From an optimization exercise on the open Yosys and OpenROAD flow, aimed at a short achievable clock period and few clock cycles; shortcuts taken in it are not production practice.
Function was checked by simulation only, so behaviour that the tests miss may differ from the original.
Power is estimated from default activity; no workload was simulated.

### Critical path on the layout

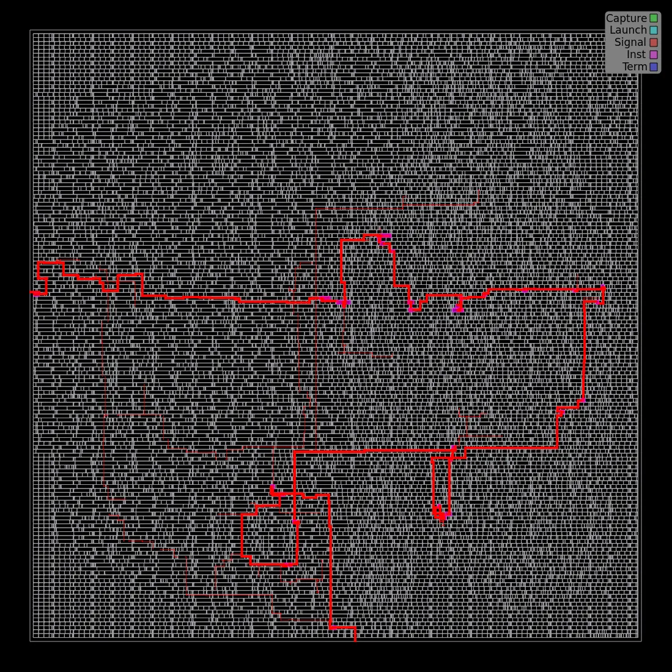
### Where the registers sit

(1.5 px per um) Other sequential cells in the stronger gray, the rest of the logic in the fainter gray.
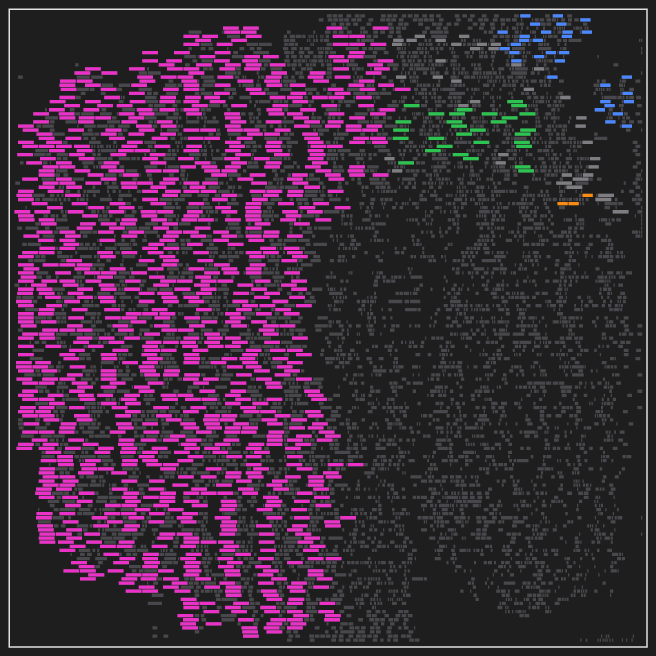
### Wiring by layer

(1.5 px per um)
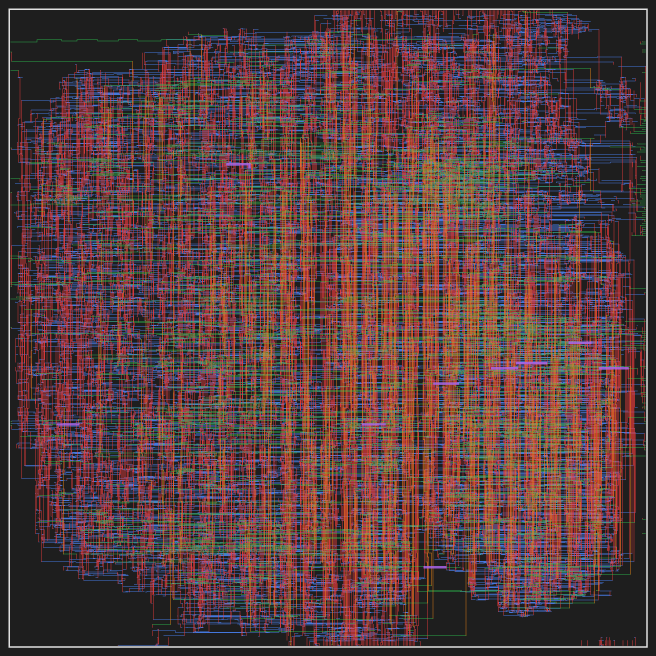
### Track usage over the die

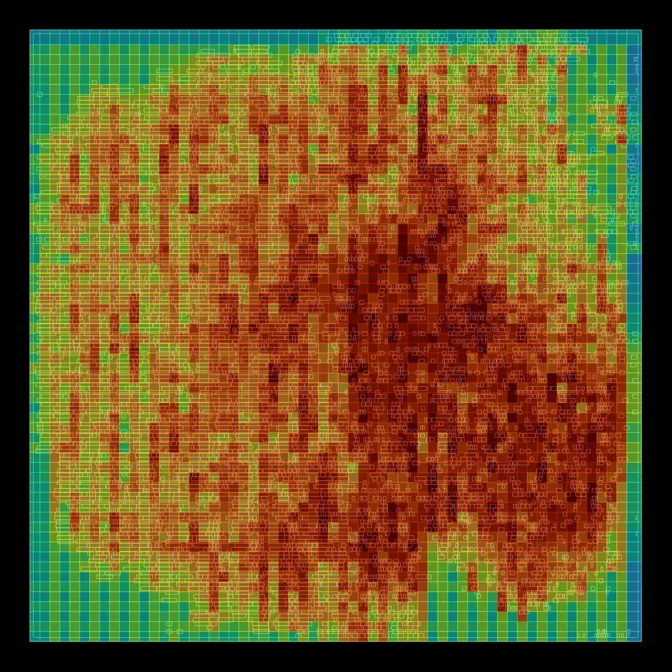
### Signal wires on met2

(1 px per um) Cells faint in the background.
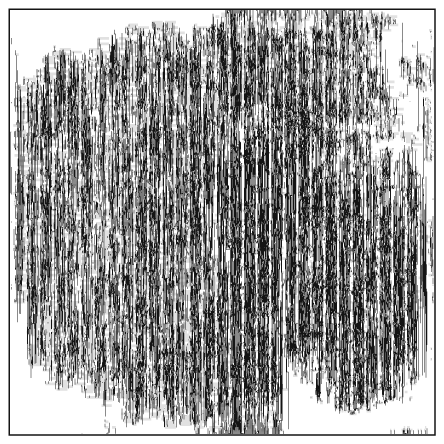
File: flow/run.sh
#!/bin/bash
# synth_recipe.tcl (not shown) runs the flow's synth.tcl, then flattens the netlist and writes it again
# the make line also repeats each setting of config.mk as NAME=value (left out here)
make -C /OpenROAD-flow-scripts/flow DESIGN_CONFIG=/design/flow/config.mk WORK_HOME=/design/flow/orfs CLKGATE_MAP_FILE= SYNTH_SCRIPT=/design/flow/synth_recipe.tcl finish
File: flow/constraint.sdc
create_clock -name core_clock -period 16.5 [get_ports {clk}]
set_input_delay 3.3000 -clock core_clock [delete_from_list [all_inputs] [get_ports {clk}]]
set_output_delay 3.3000 -clock core_clock [all_outputs]
set_load 0.01 [all_outputs]
File: flow/design.v
module ALU_control(
	input [5:0] func,
	input [2:0] ALUop,
	output [3:0] ALU_ctr   
);
	assign ALU_ctr=(ALUop==3'b000 || ALUop==3'b011 && func==6'b100001)?4'b0010:   
				   (ALUop==3'b001 || 
				   ALUop==3'b011 && (func==6'b100011 || func==6'b101011))?4'b0110:   
				   (ALUop==3'b100 ||ALUop==3'b011 && func==6'b100100)?4'b0000:   
				   (ALUop==3'b101 || 
				   ALUop==3'b011 && (func==6'b100101 || func==6'b100111))?4'b0001:   
				   (ALUop==3'b010 || ALUop==3'b011 && func==6'b101010)?4'b0111:   
				   (ALUop==3'b011 && (func==6'b000000 || func==6'b000100))?4'b0011:   
				   (ALUop==3'b011 && (func==6'b000011 || func==6'b000111))?4'b0100:
			       (ALUop==3'b011 && (func==6'b000010 || func==6'b000110))?4'b0101:
				   (ALUop==3'b110 || ALUop==3'b011 && func==6'b100110)?4'b1000:   
				   3'b000;
endmodule
`timescale 10 ns / 1 ns
module alu(
	input [32 - 1:0] A,
	input [32 - 1:0] B,
	input [3:0] ALUop,
	output Overflow,
	output CarryOut,
	output Zero,
	output [32 - 1:0] Result
);
	wire [32 - 1:0] aorb;
	wire [32 - 1:0] aandb;
	assign aorb=A|B;
	assign aandb=A&B;
	wire [32 - 1:0] bused;
	assign bused=(ALUop==4'b0111 || ALUop==4'b0110)?(~B+1):B; 
	wire [32 - 1:0] aplusbused;
	assign aplusbused=A+bused;
	wire [32 -1:0] avsb;
	assign avsb=(A[32-1]==0 && B[32-1]==1)?0:
			    (A[32-1]==1 && B[32-1]==0)?1:
				{31'b0, aplusbused[32-1]};
	wire [31:0] b_shift_left_by_a;
	assign b_shift_left_by_a=(B<< (A[4:0]));   
	wire [31:0] b_shift_arith_right_by_a;
	assign b_shift_arith_right_by_a=( (B>>(A[4:0])) | ({{31{B[31]}},1'b0} << (~(A[4:0]))) ); 
	wire [31:0] b_shift_logic_right_by_a;
	assign b_shift_logic_right_by_a=(B>>(A[4:0]));
	wire [31:0] axorb;
	assign axorb=(A&(~B))|((~A)&B);
	assign Result=(ALUop==4'b0000)?aandb:
		          (ALUop==4'b0001)?aorb:
				  (ALUop==4'b0010 || ALUop==4'b0110)?aplusbused:
				  (ALUop==4'b0111)?avsb:
				  (ALUop==4'b0011)?b_shift_left_by_a:
				  (ALUop==4'b0100)?b_shift_arith_right_by_a:
				  (ALUop==4'b0101)?b_shift_logic_right_by_a:
				  (ALUop==4'b1000)?axorb:
				  0;
	assign Zero=(Result==0)?1:0;
	assign Overflow=((((A[32-1]&&bused[32-1]&&~Result[32-1]) || (~A[32-1]&&~bused[32-1]&&Result[32-1]))&&(B!=32'h80000000|| ALUop!=4'b0110))
			||(B==32'h80000000 && ALUop==4'b0110 && A[32-1]==0))
	?1:0;
	assign CarryOut=(((~ALUop[2]&&A[32-1]&&bused[32-1]) || (~ALUop[2]&&A[32-1]&&~bused[32-1]&&~Result[32-1])
			|| (~ALUop[2]&&~A[32-1]&&bused[32-1]&&~Result[32-1])
			|| (ALUop[2]&&~A[32-1]&&~bused[32-1]) || (ALUop[2]&&A[32-1]&&~bused[32-1]&&Result[32-1])
			|| (ALUop[2]&&~A[32-1]&&bused[32-1]&&Result[32-1])
	)&&(B!=0))?1:0; 
endmodule
`timescale 10 ns / 1 ns
module reg_file(
	input clk,
	input resetn,
	input [5 - 1:0] waddr,
	input [5 - 1:0] raddr1,
	input [5 - 1:0] raddr2,
	input wen,
	input [32 - 1:0] wdata,
	output [32 - 1:0] rdata1,
	output [32 - 1:0] rdata2
);
	reg [32-1:0] mem [32-1:0];
	always @(posedge clk)
	begin
		if(resetn==0)
		begin
			mem [0]<=0;
			if(wen==1 && waddr!=0)
			begin
				mem[waddr]<=wdata;
			end
			else
				;
		end
		else
		begin
			if(wen==1 && waddr!=0)
			begin
				mem[waddr]<=wdata;
			end
			else
				;
		end
	end
	assign rdata1 = mem[raddr1];
	assign rdata2 = mem[raddr2];
endmodule
`timescale 10ns / 1ns
module control_unit(
	input  clk,
	input  resetn,
	output reg inst_sram_en,
	input  [5:0] behavior,
	input  [31:0] Result, 
	output [1:0] reg_dst, 
	output reg mem_read, 
	output [3:0] reg_write_value, 
	output [2:0] ALUop, 
	output reg mem_write, 
	output [1:0] B_src, 
	output reg reg_write, 
	output [3:0] data_sram_wen, 
	output [2:0] mem_write_value, 
	output reg in_delay_slot,      
	output reg PC_enable,
	output bne,
    output beq,
	output j,
	output jal,
	output R_type,
	output regimm,
	output blez,
	output bgtz,
	output writing_back
);
	reg [2:0] next_state;
	reg [2:0] state;
	parameter IF    =3'b000,  
		      IW    =3'b001,  
			  ID_EX =3'b010,  
			  LD    =3'b011,  
			  RDW   =3'b100,  
			  WB    =3'b101,  
			  ST    =3'b110;  
    assign writing_back = (state == WB)?1:0;
	wire addiu, lw  , sw   , nop;
	wire lui  , slti, sltiu;
	wire andi , lb  , lbu  , lh , lhu, lwl , lwr,
	     ori  , sb  , sh  , swl, swr, xori;
	assign addiu =(behavior==6'b001001)?1:0;
	assign lw    =(behavior==6'b100011)?1:0;
	assign sw    =(behavior==6'b101011)?1:0;
	assign bne   =(behavior==6'b000101)?1:0;
	assign R_type=(behavior==6'b000000)?1:0;
	assign beq   =(behavior==6'b000100)?1:0;
	assign j     =(behavior==6'b000010)?1:0;
	assign jal   =(behavior==6'b000011)?1:0;
	assign lui   =(behavior==6'b001111)?1:0;
	assign slti  =(behavior==6'b001010)?1:0;
	assign sltiu =(behavior==6'b001011)?1:0;
	assign andi  =(behavior==6'b001100)?1:0;
	assign regimm=(behavior==6'b000001)?1:0;
	assign blez  =(behavior==6'b000110)?1:0;
	assign bgtz  =(behavior==6'b000111)?1:0;
	assign lb    =(behavior==6'b100000)?1:0;
	assign lbu   =(behavior==6'b100100)?1:0;
	assign lh    =(behavior==6'b100001)?1:0;
	assign lhu   =(behavior==6'b100101)?1:0;
	assign lwl   =(behavior==6'b100010)?1:0;
	assign lwr   =(behavior==6'b100110)?1:0;
	assign ori   =(behavior==6'b001101)?1:0;
	assign sb    =(behavior==6'b101000)?1:0;
	assign sh    =(behavior==6'b101001)?1:0;
	assign swl   =(behavior==6'b101010)?1:0;
	assign swr   =(behavior==6'b101110)?1:0;
	assign xori  =(behavior==6'b001110)?1:0;
	wire Jump_Class, Load_Class, Store_Class;
	assign Jump_Class =(bne || beq || j   || jal || regimm || blez|| bgtz)?1:0;
	assign Load_Class =(lw  || lb  || lbu || lh  || lhu    || lwl || lwr )?1:0;
	assign Store_Class=(sw  || sb  || sh  || swl || swr                  )?1:0;
	always @(posedge clk)
	begin
		if(~resetn)
			state<=IF;
		else
			state<=next_state;
	end
	always @(*)
	begin
		if(resetn==0)
			next_state=IF;
		else
		begin
			case(state)
				IF     : next_state=IW;
				IW     : next_state=ID_EX; 
				ID_EX  : next_state=(Jump_Class     )? IF    :
									(Load_Class     )? LD    :
									(Store_Class    )? ST    :WB ;
				LD     : next_state= RDW;
				RDW    : next_state= WB;
				WB     : next_state= IF ;
				ST     : next_state= IF;
				default: next_state= IF ;
			endcase
        end
	end
	always @(posedge clk)
	begin
        case(next_state)      
			IF     :
			begin
				mem_read <=0;
				mem_write<=0;
				reg_write<=0;
				in_delay_slot<=0;
				PC_enable<=0;
				inst_sram_en<=1;
			end
			IW     :
			begin
				mem_read <=0;
				mem_write<=0;
				reg_write<=0;
				in_delay_slot<=0;
				PC_enable<=0;
				inst_sram_en<=0;
			end
			ID_EX  :
			begin
				mem_read <=0;
				mem_write<=0;
				reg_write<=(jal);   
				in_delay_slot<=(jal);
				PC_enable<=Jump_Class;
				inst_sram_en<=0;
			end
			LD     :
			begin
				mem_read <=1;     
				mem_write<=0;
				reg_write<=0;
				in_delay_slot<=0;
				PC_enable<=0;
				inst_sram_en<=0;
			end
			RDW    :
			begin
				mem_read <=0;
				mem_write<=0;
				reg_write<=0;
				in_delay_slot<=0;
				PC_enable<=0;
				inst_sram_en<=0;
			end
			WB     :
			begin
				mem_read <=0;
				mem_write<=0;
				reg_write<=1;     
				in_delay_slot<=0;
				PC_enable<=1;     
				inst_sram_en<=0;
			end
			ST     :
			begin
				mem_read <=0;
				mem_write<=1;      
				reg_write<=0;
				in_delay_slot<=0;
				PC_enable<=(state==ID_EX); 
				inst_sram_en<=0;
			end
			default:;
		endcase
	end
	assign reg_dst=(R_type)? 2'b01:
				   (jal   )? 2'b10:
		                     2'b00;  
	assign reg_write_value=(lw   )? 4'b0001:
		                   (jal  )? 4'b0010:
				    	   (lui  )? 4'b0011:
						   (sltiu)? 4'b0100:
						   (lb   )? 4'b0101:
						   (lbu  )? 4'b0110:
						   (lh   )? 4'b0111:
						   (lhu  )? 4'b1000:
						   (lwl  )? 4'b1001:
						   (lwr  )? 4'b1010:
		                               4'b0000;      
	assign ALUop=(addiu || lw    || sw    || lb   || lbu   || 
		          lh    || lhu   || lwl   || lwr  || sb    ||
			      sh    || swl   || swr                      )? 3'b000:   
				 (bne   || beq   || sltiu                    )? 3'b001:   
				 (R_type                                     )? 3'b011:   
				 (slti  || regimm|| blez  || bgtz            )? 3'b010:   
				 (andi                                       )? 3'b100:   
				 (ori                                        )? 3'b101:   
				 (xori                                       )? 3'b110:   
				                                                3'b010;   
	assign B_src=(addiu || lw    || sw    || slti || sltiu || 
				  lb    || lbu   || lh    || lhu  || lwl   ||
				  lwr   || sb    || sh    || swl  || swr     )? 2'b01:  
				 (regimm|| blez  || bgtz                     )? 2'b10:
				 (ori   || andi  || xori                     )? 2'b11:    
				                                                2'b00;    
	assign mem_write_value=(sb )? 3'b001:
		                   (sh )? 3'b010:
						   (swl)? 3'b011:
						   (swr)? 3'b100:
						          3'b000;
	wire [3:0] write_strb_sb ;
	wire [3:0] write_strb_sh ;
	wire [3:0] write_strb_swl;
	wire [3:0] write_strb_swr;
	assign write_strb_sb =(Result[1:0]==2'b00)? 4'b0001:
						  (Result[1:0]==2'b01)? 4'b0010:
						  (Result[1:0]==2'b10)? 4'b0100:
						  (Result[1:0]==2'b11)? 4'b1000:
						                        4'b0000;
	assign write_strb_sh =(Result[ 1 ]==0    )? 4'b0011:
						  (Result[ 1 ]==1    )? 4'b1100:
						                        4'b0000;
	assign write_strb_swl=(Result[1:0]==2'b00)? 4'b0001:
						  (Result[1:0]==2'b01)? 4'b0011:
						  (Result[1:0]==2'b10)? 4'b0111:
						  (Result[1:0]==2'b11)? 4'b1111:
			                 			        4'b0000;
	assign write_strb_swr=(Result[1:0]==2'b00)? 4'b1111:
						  (Result[1:0]==2'b01)? 4'b1110:
						  (Result[1:0]==2'b10)? 4'b1100:
						  (Result[1:0]==2'b11)? 4'b1000:
						                        4'b0000;
	assign data_sram_wen=(sw )?        4'b1111:
		              (sb )? write_strb_sb :
					  (sh )? write_strb_sh :
					  (swl)? write_strb_swl:
					  (swr)? write_strb_swr:
					                4'b0000;
endmodule
`timescale 10ns / 1ns
module mycpu_top(
	input  resetn,
	input  clk,
	output inst_sram_en,
	output [3:0] inst_sram_wen,
	output [31:0] inst_sram_addr,
	output [31:0] inst_sram_wdata,
	input [31:0] inst_sram_rdata,
	output data_sram_en,
	output [3:0] data_sram_wen,
	output [31:0] data_sram_addr,
	output [31:0] data_sram_wdata,
	input [31:0] data_sram_rdata,
	output [31:0] debug_wb_pc,
	output [3:0]debug_wb_rf_wen,
	output [4:0] debug_wb_rf_wnum,
	output [31:0] debug_wb_rf_wdata,
    output [31:0]	mips_perf_cnt_0 
);
    reg [31:0] PC;
	wire [4:0] waddr;
	wire wen_reg_file;
	wire [31:0] wdata;
	wire [31:0] pc_next;
	wire [31:0] pc_next_option000;
	assign inst_sram_wen = 0;
	assign inst_sram_addr = PC;
	assign inst_sram_wdata = 0;
	assign debug_wb_rf_wen = {4{wen_reg_file}};
	assign debug_wb_rf_wnum = waddr;
	assign debug_wb_rf_wdata = wdata;
	wire [2:0] next_state;
	wire [31:0] inst;
	assign inst=inst_sram_rdata;
	wire [31:0] data_from_mem;
    assign data_from_mem=data_sram_rdata;
	wire [31:0] sign_extended_imm;
	assign sign_extended_imm={{16{inst[15]}},inst[15:0]};
	wire [25:0] instr_index;
	assign instr_index=inst[25:0];
	wire [27:0] instr_index_sl2;
	assign instr_index_sl2={instr_index[25:0],2'b00};
	wire [31:0] imm_sl16;
	assign imm_sl16={inst[15:0],16'b0};
	wire [31:0] zero_extended_imm;
	assign zero_extended_imm={16'b0,inst[15:0]};
    wire [5:0] behavior;                                 
	wire [31:0] Result;									 
    wire [1:0] reg_dst; 
    wire branch; 
    wire mem_read; 
    wire [3:0] reg_write_value; 
    wire [2:0] ALUop; 
	wire mem_write; 
	wire [1:0] B_src; 
    wire reg_write; 
	wire PC_enable;
	wire bne;                                            
	wire beq;											 
	wire j;												 
	wire jal;											 
	wire R_type;
	wire regimm;
	wire blez;
	wire bgtz;
	wire [2:0] mem_write_value;
	wire writing_back;
    wire in_delay_slot;
	control_unit cpu_control_unit(.clk(clk),.resetn(resetn),.inst_sram_en(inst_sram_en),
	    .behavior(behavior),.Result(Result),
		.reg_dst(reg_dst),.mem_read(mem_read),.reg_write_value(reg_write_value),
		.ALUop(ALUop),.mem_write(mem_write),.B_src(B_src),.reg_write(reg_write),
		.data_sram_wen(data_sram_wen),.mem_write_value(mem_write_value),
		.PC_enable(PC_enable),
		.bne(bne),.beq(beq),.j(j),.jal(jal),.R_type(R_type),
		.regimm(regimm),.blez(blez),.bgtz(bgtz),.writing_back(writing_back),
		.in_delay_slot(in_delay_slot)
	);
    assign behavior=inst[31:26]; 
	assign data_sram_en=mem_read | mem_write;
	assign debug_wb_pc = PC;
	wire clk_reg_file;									 
	wire rst_reg_file;									 
	wire [4:0] raddr1;									 
	wire [4:0] raddr2;									 
	wire [31:0] rdata1;									 
	wire [31:0] rdata2;									 
	reg_file cpu_reg_file(.clk(clk_reg_file),.resetn(rst_reg_file),.waddr(waddr),.raddr1(raddr1),
		.raddr2(raddr2),.wen(wen_reg_file),.wdata(wdata),.rdata1(rdata1),.rdata2(rdata2));
	assign clk_reg_file=clk;
	assign raddr1=inst[25:21];
	assign raddr2=inst[20:16];
	assign wen_reg_file=(R_type==1 && inst[5:0]==6'b001011)?(reg_write && rdata2!=32'b0):
	                    (R_type==1 && inst[5:0]==6'b001010)?(reg_write && rdata2==32'b0):
	                    reg_write; 
	assign rst_reg_file=resetn;
	wire [31:0] A;										 
	wire [31:0] B;										 
	wire [3:0] ALUoperation;							 
	wire Overflow;
	wire CarryOut;
	wire Zero;											 
	alu cpu_alu(.A(A),.B(B),.ALUop(ALUoperation),.Overflow(Overflow),.CarryOut(CarryOut),
		.Zero(Zero),.Result(Result));
	assign data_sram_addr=Result;
	ALU_control cpu_ALU_control(.func(inst[5:0]),.ALUop(ALUop),
		.ALU_ctr(ALUoperation));
	wire [31:0] write_data_sb;
	wire [31:0] write_data_sh;
	wire [31:0] write_data_swl;
	wire [31:0] write_data_swr;
	assign write_data_sb={4{rdata2[7:0]}};   
	assign write_data_sh={2{rdata2[15:0]}};   
	assign write_data_swl=(Result[1:0]==2'b00)?{24'b0,rdata2[31:24]}:
						  (Result[1:0]==2'b01)?{16'b0,rdata2[31:16]}:
						  (Result[1:0]==2'b10)?{8'b0,rdata2[31:8]}:
						  (Result[1:0]==2'b11)?rdata2:
						  32'b0;
	assign write_data_swr=(Result[1:0]==2'b00)?rdata2:
						  (Result[1:0]==2'b01)?{rdata2[23:0],8'b0}:
						  (Result[1:0]==2'b10)?{rdata2[15:0],16'b0}:
						  (Result[1:0]==2'b11)?{rdata2[7:0],24'b0}:
						  32'b0;
	assign data_sram_wdata=(mem_write_value==3'b000)?rdata2:
		              (mem_write_value==3'b001)?write_data_sb:
				      (mem_write_value==3'b010)?write_data_sh:
					  (mem_write_value==3'b011)?write_data_swl:
					  (mem_write_value==3'b100)?write_data_swr:
					  rdata2;
	wire [4:0] waddr_option00;
	wire [4:0] waddr_option01;
	assign waddr_option00=inst[20:16];
	assign waddr_option01=inst[15:11];
	assign waddr=(reg_dst==2'b00)? waddr_option00: 
		         (reg_dst==2'b01)? waddr_option01:
				 (reg_dst==2'b10)? 5'b11111:
				 5'b00000;
	wire [31:0] B_option00;
	wire [31:0] B_option01;
	wire [31:0] B_option10;
	wire [31:0] B_option11;
	assign B_option00=rdata2;
	assign B_option01=sign_extended_imm;
	assign B_option10=32'b0;
	assign B_option11=zero_extended_imm;
	assign B=(B_src==2'b00)? B_option00:
		     (B_src==2'b01)? B_option01:
			 (B_src==2'b10)? B_option10:
			 (B_src==2'b11)? B_option11:
			 rdata2;
	wire [31:0] wdata_option0000;
	wire [31:0] wdata_option0001;
	wire [31:0] wdata_lb;
	wire [31:0] wdata_lbu;
	wire [31:0] wdata_lh;
	wire [31:0] wdata_lhu;
	wire [31:0] wdata_lwl;
	wire [31:0] wdata_lwr;
	assign wdata_option0000=Result;
	assign wdata_option0001=data_from_mem;
	assign wdata_lb=(Result[1:0]==2'b00)?{{24{data_from_mem[7]}},data_from_mem[7:0]}:
				    (Result[1:0]==2'b01)?{{24{data_from_mem[15]}},data_from_mem[15:8]}:
					(Result[1:0]==2'b10)?{{24{data_from_mem[23]}},data_from_mem[23:16]}:
					(Result[1:0]==2'b11)?{{24{data_from_mem[31]}},data_from_mem[31:24]}:
					32'b0;
	assign wdata_lbu=(Result[1:0]==2'b00)?{24'b0,data_from_mem[7:0]}:
					 (Result[1:0]==2'b01)?{24'b0,data_from_mem[15:8]}:
					 (Result[1:0]==2'b10)?{24'b0,data_from_mem[23:16]}:
					 (Result[1:0]==2'b11)?{24'b0,data_from_mem[31:24]}:
					 32'b0;
	assign wdata_lh=(Result[1]==0)?{{16{data_from_mem[15]}},data_from_mem[15:0]}:
		            (Result[1]==1)?{{16{data_from_mem[31]}},data_from_mem[31:16]}:
					32'b0;
	assign wdata_lhu=(Result[1]==0)?{16'b0,data_from_mem[15:0]}:
					 (Result[1]==1)?{16'b0,data_from_mem[31:16]}:
					 32'b0;
	assign wdata_lwl=(Result[1:0]==2'b00)?{data_from_mem[7:0],rdata2[23:0]}:
					 (Result[1:0]==2'b01)?{data_from_mem[15:0],rdata2[15:0]}:
					 (Result[1:0]==2'b10)?{data_from_mem[23:0],rdata2[7:0]}:
					 (Result[1:0]==2'b11)?data_from_mem[31:0]:
					 32'b0;
	assign wdata_lwr=(Result[1:0]==2'b00)?data_from_mem[31:0]:
				     (Result[1:0]==2'b01)?{rdata2[31:24],data_from_mem[31:8]}:
					 (Result[1:0]==2'b10)?{rdata2[31:16],data_from_mem[31:16]}:
					 (Result[1:0]==2'b11)?{rdata2[31:8],data_from_mem[31:24]}:
					 32'b0;
	assign wdata=(reg_write_value==4'b0000 &&(( inst[5:0]!=6'b001001 &&
	             inst[5:1]!=5'b00101  && inst[5:0]!=6'b100111 &&
			     inst[5:0]!=6'b101011)&&R_type==1 || R_type==0) )?wdata_option0000:
		         (reg_write_value==4'b0001)?wdata_option0001:
				 (reg_write_value==4'b0010 ||
			     reg_write_value==4'b0000 && inst[5:0]==6'b001001 && R_type==1
			     )?(pc_next_option000+4):
				 (reg_write_value==4'b0011)?imm_sl16:
				 (reg_write_value==4'b0100 || 
				 reg_write_value==4'b0000 && inst[5:0]==6'b101011 && R_type==1
			     )?{31'b0,CarryOut}:
				 (reg_write_value==4'b0101)?wdata_lb:   
				 (reg_write_value==4'b0110)?wdata_lbu:  
				 (reg_write_value==4'b0111)?wdata_lh:   
				 (reg_write_value==4'b1000)?wdata_lhu:  
				 (reg_write_value==4'b1001)?wdata_lwl:  
				 (reg_write_value==4'b1010)?wdata_lwr:  
				 (reg_write_value==4'b0000 && inst[5:1]==5'b00101 && R_type==1)?rdata1:
				 (reg_write_value==4'b0000 && inst[5:0]==6'b100111 && R_type==1)?~Result:
				 4'b0000;
	wire [31:0] A_option0;
	wire [31:0] A_option1;
	assign A_option0=rdata1;
	assign A_option1[4:0]=inst[10:6];   
	assign A_option1[31:5]=27'b0;
    assign A=(R_type==1 && 
			 (inst[5:0]==6'b000000 || inst[5:0]==6'b000011 ||
			 inst[5:0]==6'b000010)
		     )?A_option1:A_option0;
	always @(posedge clk) begin
		if(resetn==0) begin
			PC<=32'Hbfc00000;
		end
		else if(PC_enable)begin
			PC<=pc_next;
		end
	end
	wire [31:0] pc_next_option001;
	wire [31:0] pc_next_option010;
	wire [31:0] pc_next_option011;
	reg [31:0] pc_next_option100;
	wire [2:0] pc_decider;
	assign pc_next_option000=PC+4;   
	wire [31:0] offset;
	assign offset={sign_extended_imm[29:0],2'b00};
	assign pc_next_option001=pc_next_option000+offset;   
	assign pc_next_option010={pc_next_option000[31:28],instr_index_sl2[27:0]};
	assign pc_next_option011=rdata1;
    always @(posedge clk)
    begin
        if(jal ==1)
        begin
            pc_next_option100<={pc_next_option000[31:28],instr_index_sl2[27:0]};
        end
    end
	assign pc_decider=(Zero==0 && bne==1)?3'b001:
		              (Zero==1 && beq==1 ||
					  regimm==1 && inst[20:16]==5'b00001 && Result[0]==0 || 
				      blez==1 && (Result[0]==1 || rdata1==32'b0) || 
					  bgtz==1 && (Result[0]==0 && rdata1!=32'b0) || 
					  regimm==1 && inst[20:16]==5'b00000 && Result[0]==1)?3'b001: 
					  (j==1  )?3'b010:
					  (R_type==1 && inst[5:1]==5'b00100)?3'b011: 
					  (in_delay_slot==1)?3'b100:
					  2'b00;
	assign pc_next=(pc_decider==3'b000)?pc_next_option000:
		           (pc_decider==3'b001)?pc_next_option001:
				   (pc_decider==3'b010)?pc_next_option010:
				   (pc_decider==3'b011)?pc_next_option011:
				   (pc_decider==3'b100)?pc_next_option100:
				   0;
	reg [31:0] clk_counter;
	always @(posedge clk)
	begin
		if(resetn==0)
			clk_counter<=1;
		else
			clk_counter<=clk_counter+32'b1;
	end
	assign mips_perf_cnt_0=clk_counter;
endmodule
File: flow/config.mk
export PLATFORM = sky130hd
export DESIGN_NAME = mycpu_top
export DESIGN_NICKNAME = mycpu_top
export VERILOG_FILES = /design/flow/design.v
export SDC_FILE = /design/flow/constraint.sdc
export NUM_CORES = 4
export LEC_CHECK = 0
export CAP_MARGIN = 20
export CORE_MARGIN = 2
export CORE_UTILIZATION = 40
export SETUP_SLACK_MARGIN = 1.0
export SLEW_MARGIN = 20
==> flow_summary.json <==
{
  "drive_gt1_share_pct": 18.0,
  "reg2reg_from": "cpu_reg_file.mem[8][0]",
  "fmax_mhz": 64.9,
  "slew_headroom_pct": 9.37,
  "status": "finished clean",
  "drtIter0Drc": 8600,
  "place_congestion": 1.07,
  "clk_pin_slew_worst_paths_ns": 0.06,
  "yosysSeqAreaShare_pct": 47.0,
  "worst_pin_slew_ns": 1.36,
  "grt_busiest_layer": "met2",
  "synthAdderAreaFrac_pct": 2.37,
  "fillCellCount": 15931,
  "clkbuf_count": 136,
  "clock_path_buffers": 3,
  "crit_path_start": "inst_sram_rdata[23]",
  "critPathArrivalTime_ns": 12.10,
  "drv_cap": 0,
  "ys_seq_elements": 1127,
  "inv_count": 128,
  "clock-sinks": 1127,
  "worstSetupStartpointType": "primary input",
  "die-width_um": 424,
  "numCtsBuffers": 120,
  "dp_hpwl_um": 237000,
  "synth_top_area_cell": "edfxtp_1",
  "n_sequential_cell": 1127,
  "synth_top_family_by_area": "multiplexers",
  "cts_root_buffer": "clkbuf_16",
  "setup_viol": 0,
  "cts_post_setup_buffers_inserted": 6,
  "vias_per_cell": 6.76,
  "rsz0062_at_grt": "no"
}
Testbench counts, summed over its fixed seeds: cycles 298,327.
Notes on 'Critical path on the layout' above:
setup_tns: 0 ns
Final WS setup: 1.10 ns
fin crit period: 15.40 ns
fin util: 47.0%
Cell Count, Final, Fillers Out: 8924

Notes on 'Where the registers sit' above:
| name in the netlist | color | sequential cells |
|---|---|---|
| cpu_reg_file.mem | magenta | 1024 |
| clk_counter | blue | 32 |
| cpu_control_unit.state | orange | 3 |
| pc_next_option100 | green | 30 |
not colored: 38
register area: 33200 sq um
proportion of cell area occupied by registers: 40.2%
sequential logic power: 3.32 mW

Notes on 'Wiring by layer' above:
| layer | color | wire length |
|---|---|---|
| met5 | purple | 143 um |
| met3 | green | 37.4 mm |
| met2 | red | 155 mm |
| met1 | blue | 124 mm |
| met4 | orange | 32.2 mm |
Total GRT Usage: 37.6%
vias post-DR: 60332
drt wl/cell: 39.1 um
DRT Wirelength: 349000 um

Notes on 'Track usage over the die' above:
GRT met2 Usage: 57.7%
M3 GR Usage: 9.60%

Notes on 'Signal wires on met2' above:
main direction: vertical
longest straight run: 201 um

==> power breakdown <==
group	internal [mW]	switching, mW	leakage (nW)
Sequential	3.30	0.0243	10.3
Combinational	0.898	1.80	17.8
Clock	1.53	1.16	1.88
Total	5.72	2.98	30.0
==> layer usage <==
layer,part of all wire (%),vias to the layer above,routed length (um)
li1,-,24539,-
met1,36,30321,124000
met2,44,4253,155000
met3,11,1201,37400
met4,9.2,18,32200
met5,0.041,-,142
==> state kept, by name, indices dropped and copies added, names as in the netlist <==
signal                          flops
pc_next_option100                  30
cpu_control_unit.mem_read           1
cpu_control_unit.PC_enable          1
clk_counter                        32
cpu_control_unit.mem_write          1
cpu_control_unit.state              3
PC                                 32
cpu_reg_file.mem                 1024
cpu_control_unit.in_delay_slot      1
cpu_control_unit.reg_write          1
cpu_control_unit.inst_sram_en       1
==> worst paths after layout <==
kind | end | cells after the start | slack (ns)
setup reg to reg | PC[3] | 31 | 6.63
hold / removal | clk_counter[0] | 1 | 0.45
hold reg to reg | clk_counter[0] | 1 | 0.45
setup / recovery | debug_wb_rf_wdata[16] | 32 | 1.10

## separate check: timing with driven ports
The flow's constraints put no driver on any port. The routed layout listed below was extracted and timed again, unchanged, in two steps. Step 1, drivers: a clkbuf_16 drives clk and a buf_2 each remaining input, both assumed. Step 2 also shifts input and output timing later by t, the mid clock arrival at the registers, as if the neighbouring blocks saw the same clock. a / b / c = ideal ports / drivers / drivers and shift; a / b = the first two.
t (ns): 0.849
setup slack, ns: 1.096 / 1.055 / 1.055
cell pins on the clock port's net: 1
After both steps this run still meets setup and hold. The setup slack of this run moves by -0.041 ns with the drivers and by -0.041 ns with both steps.
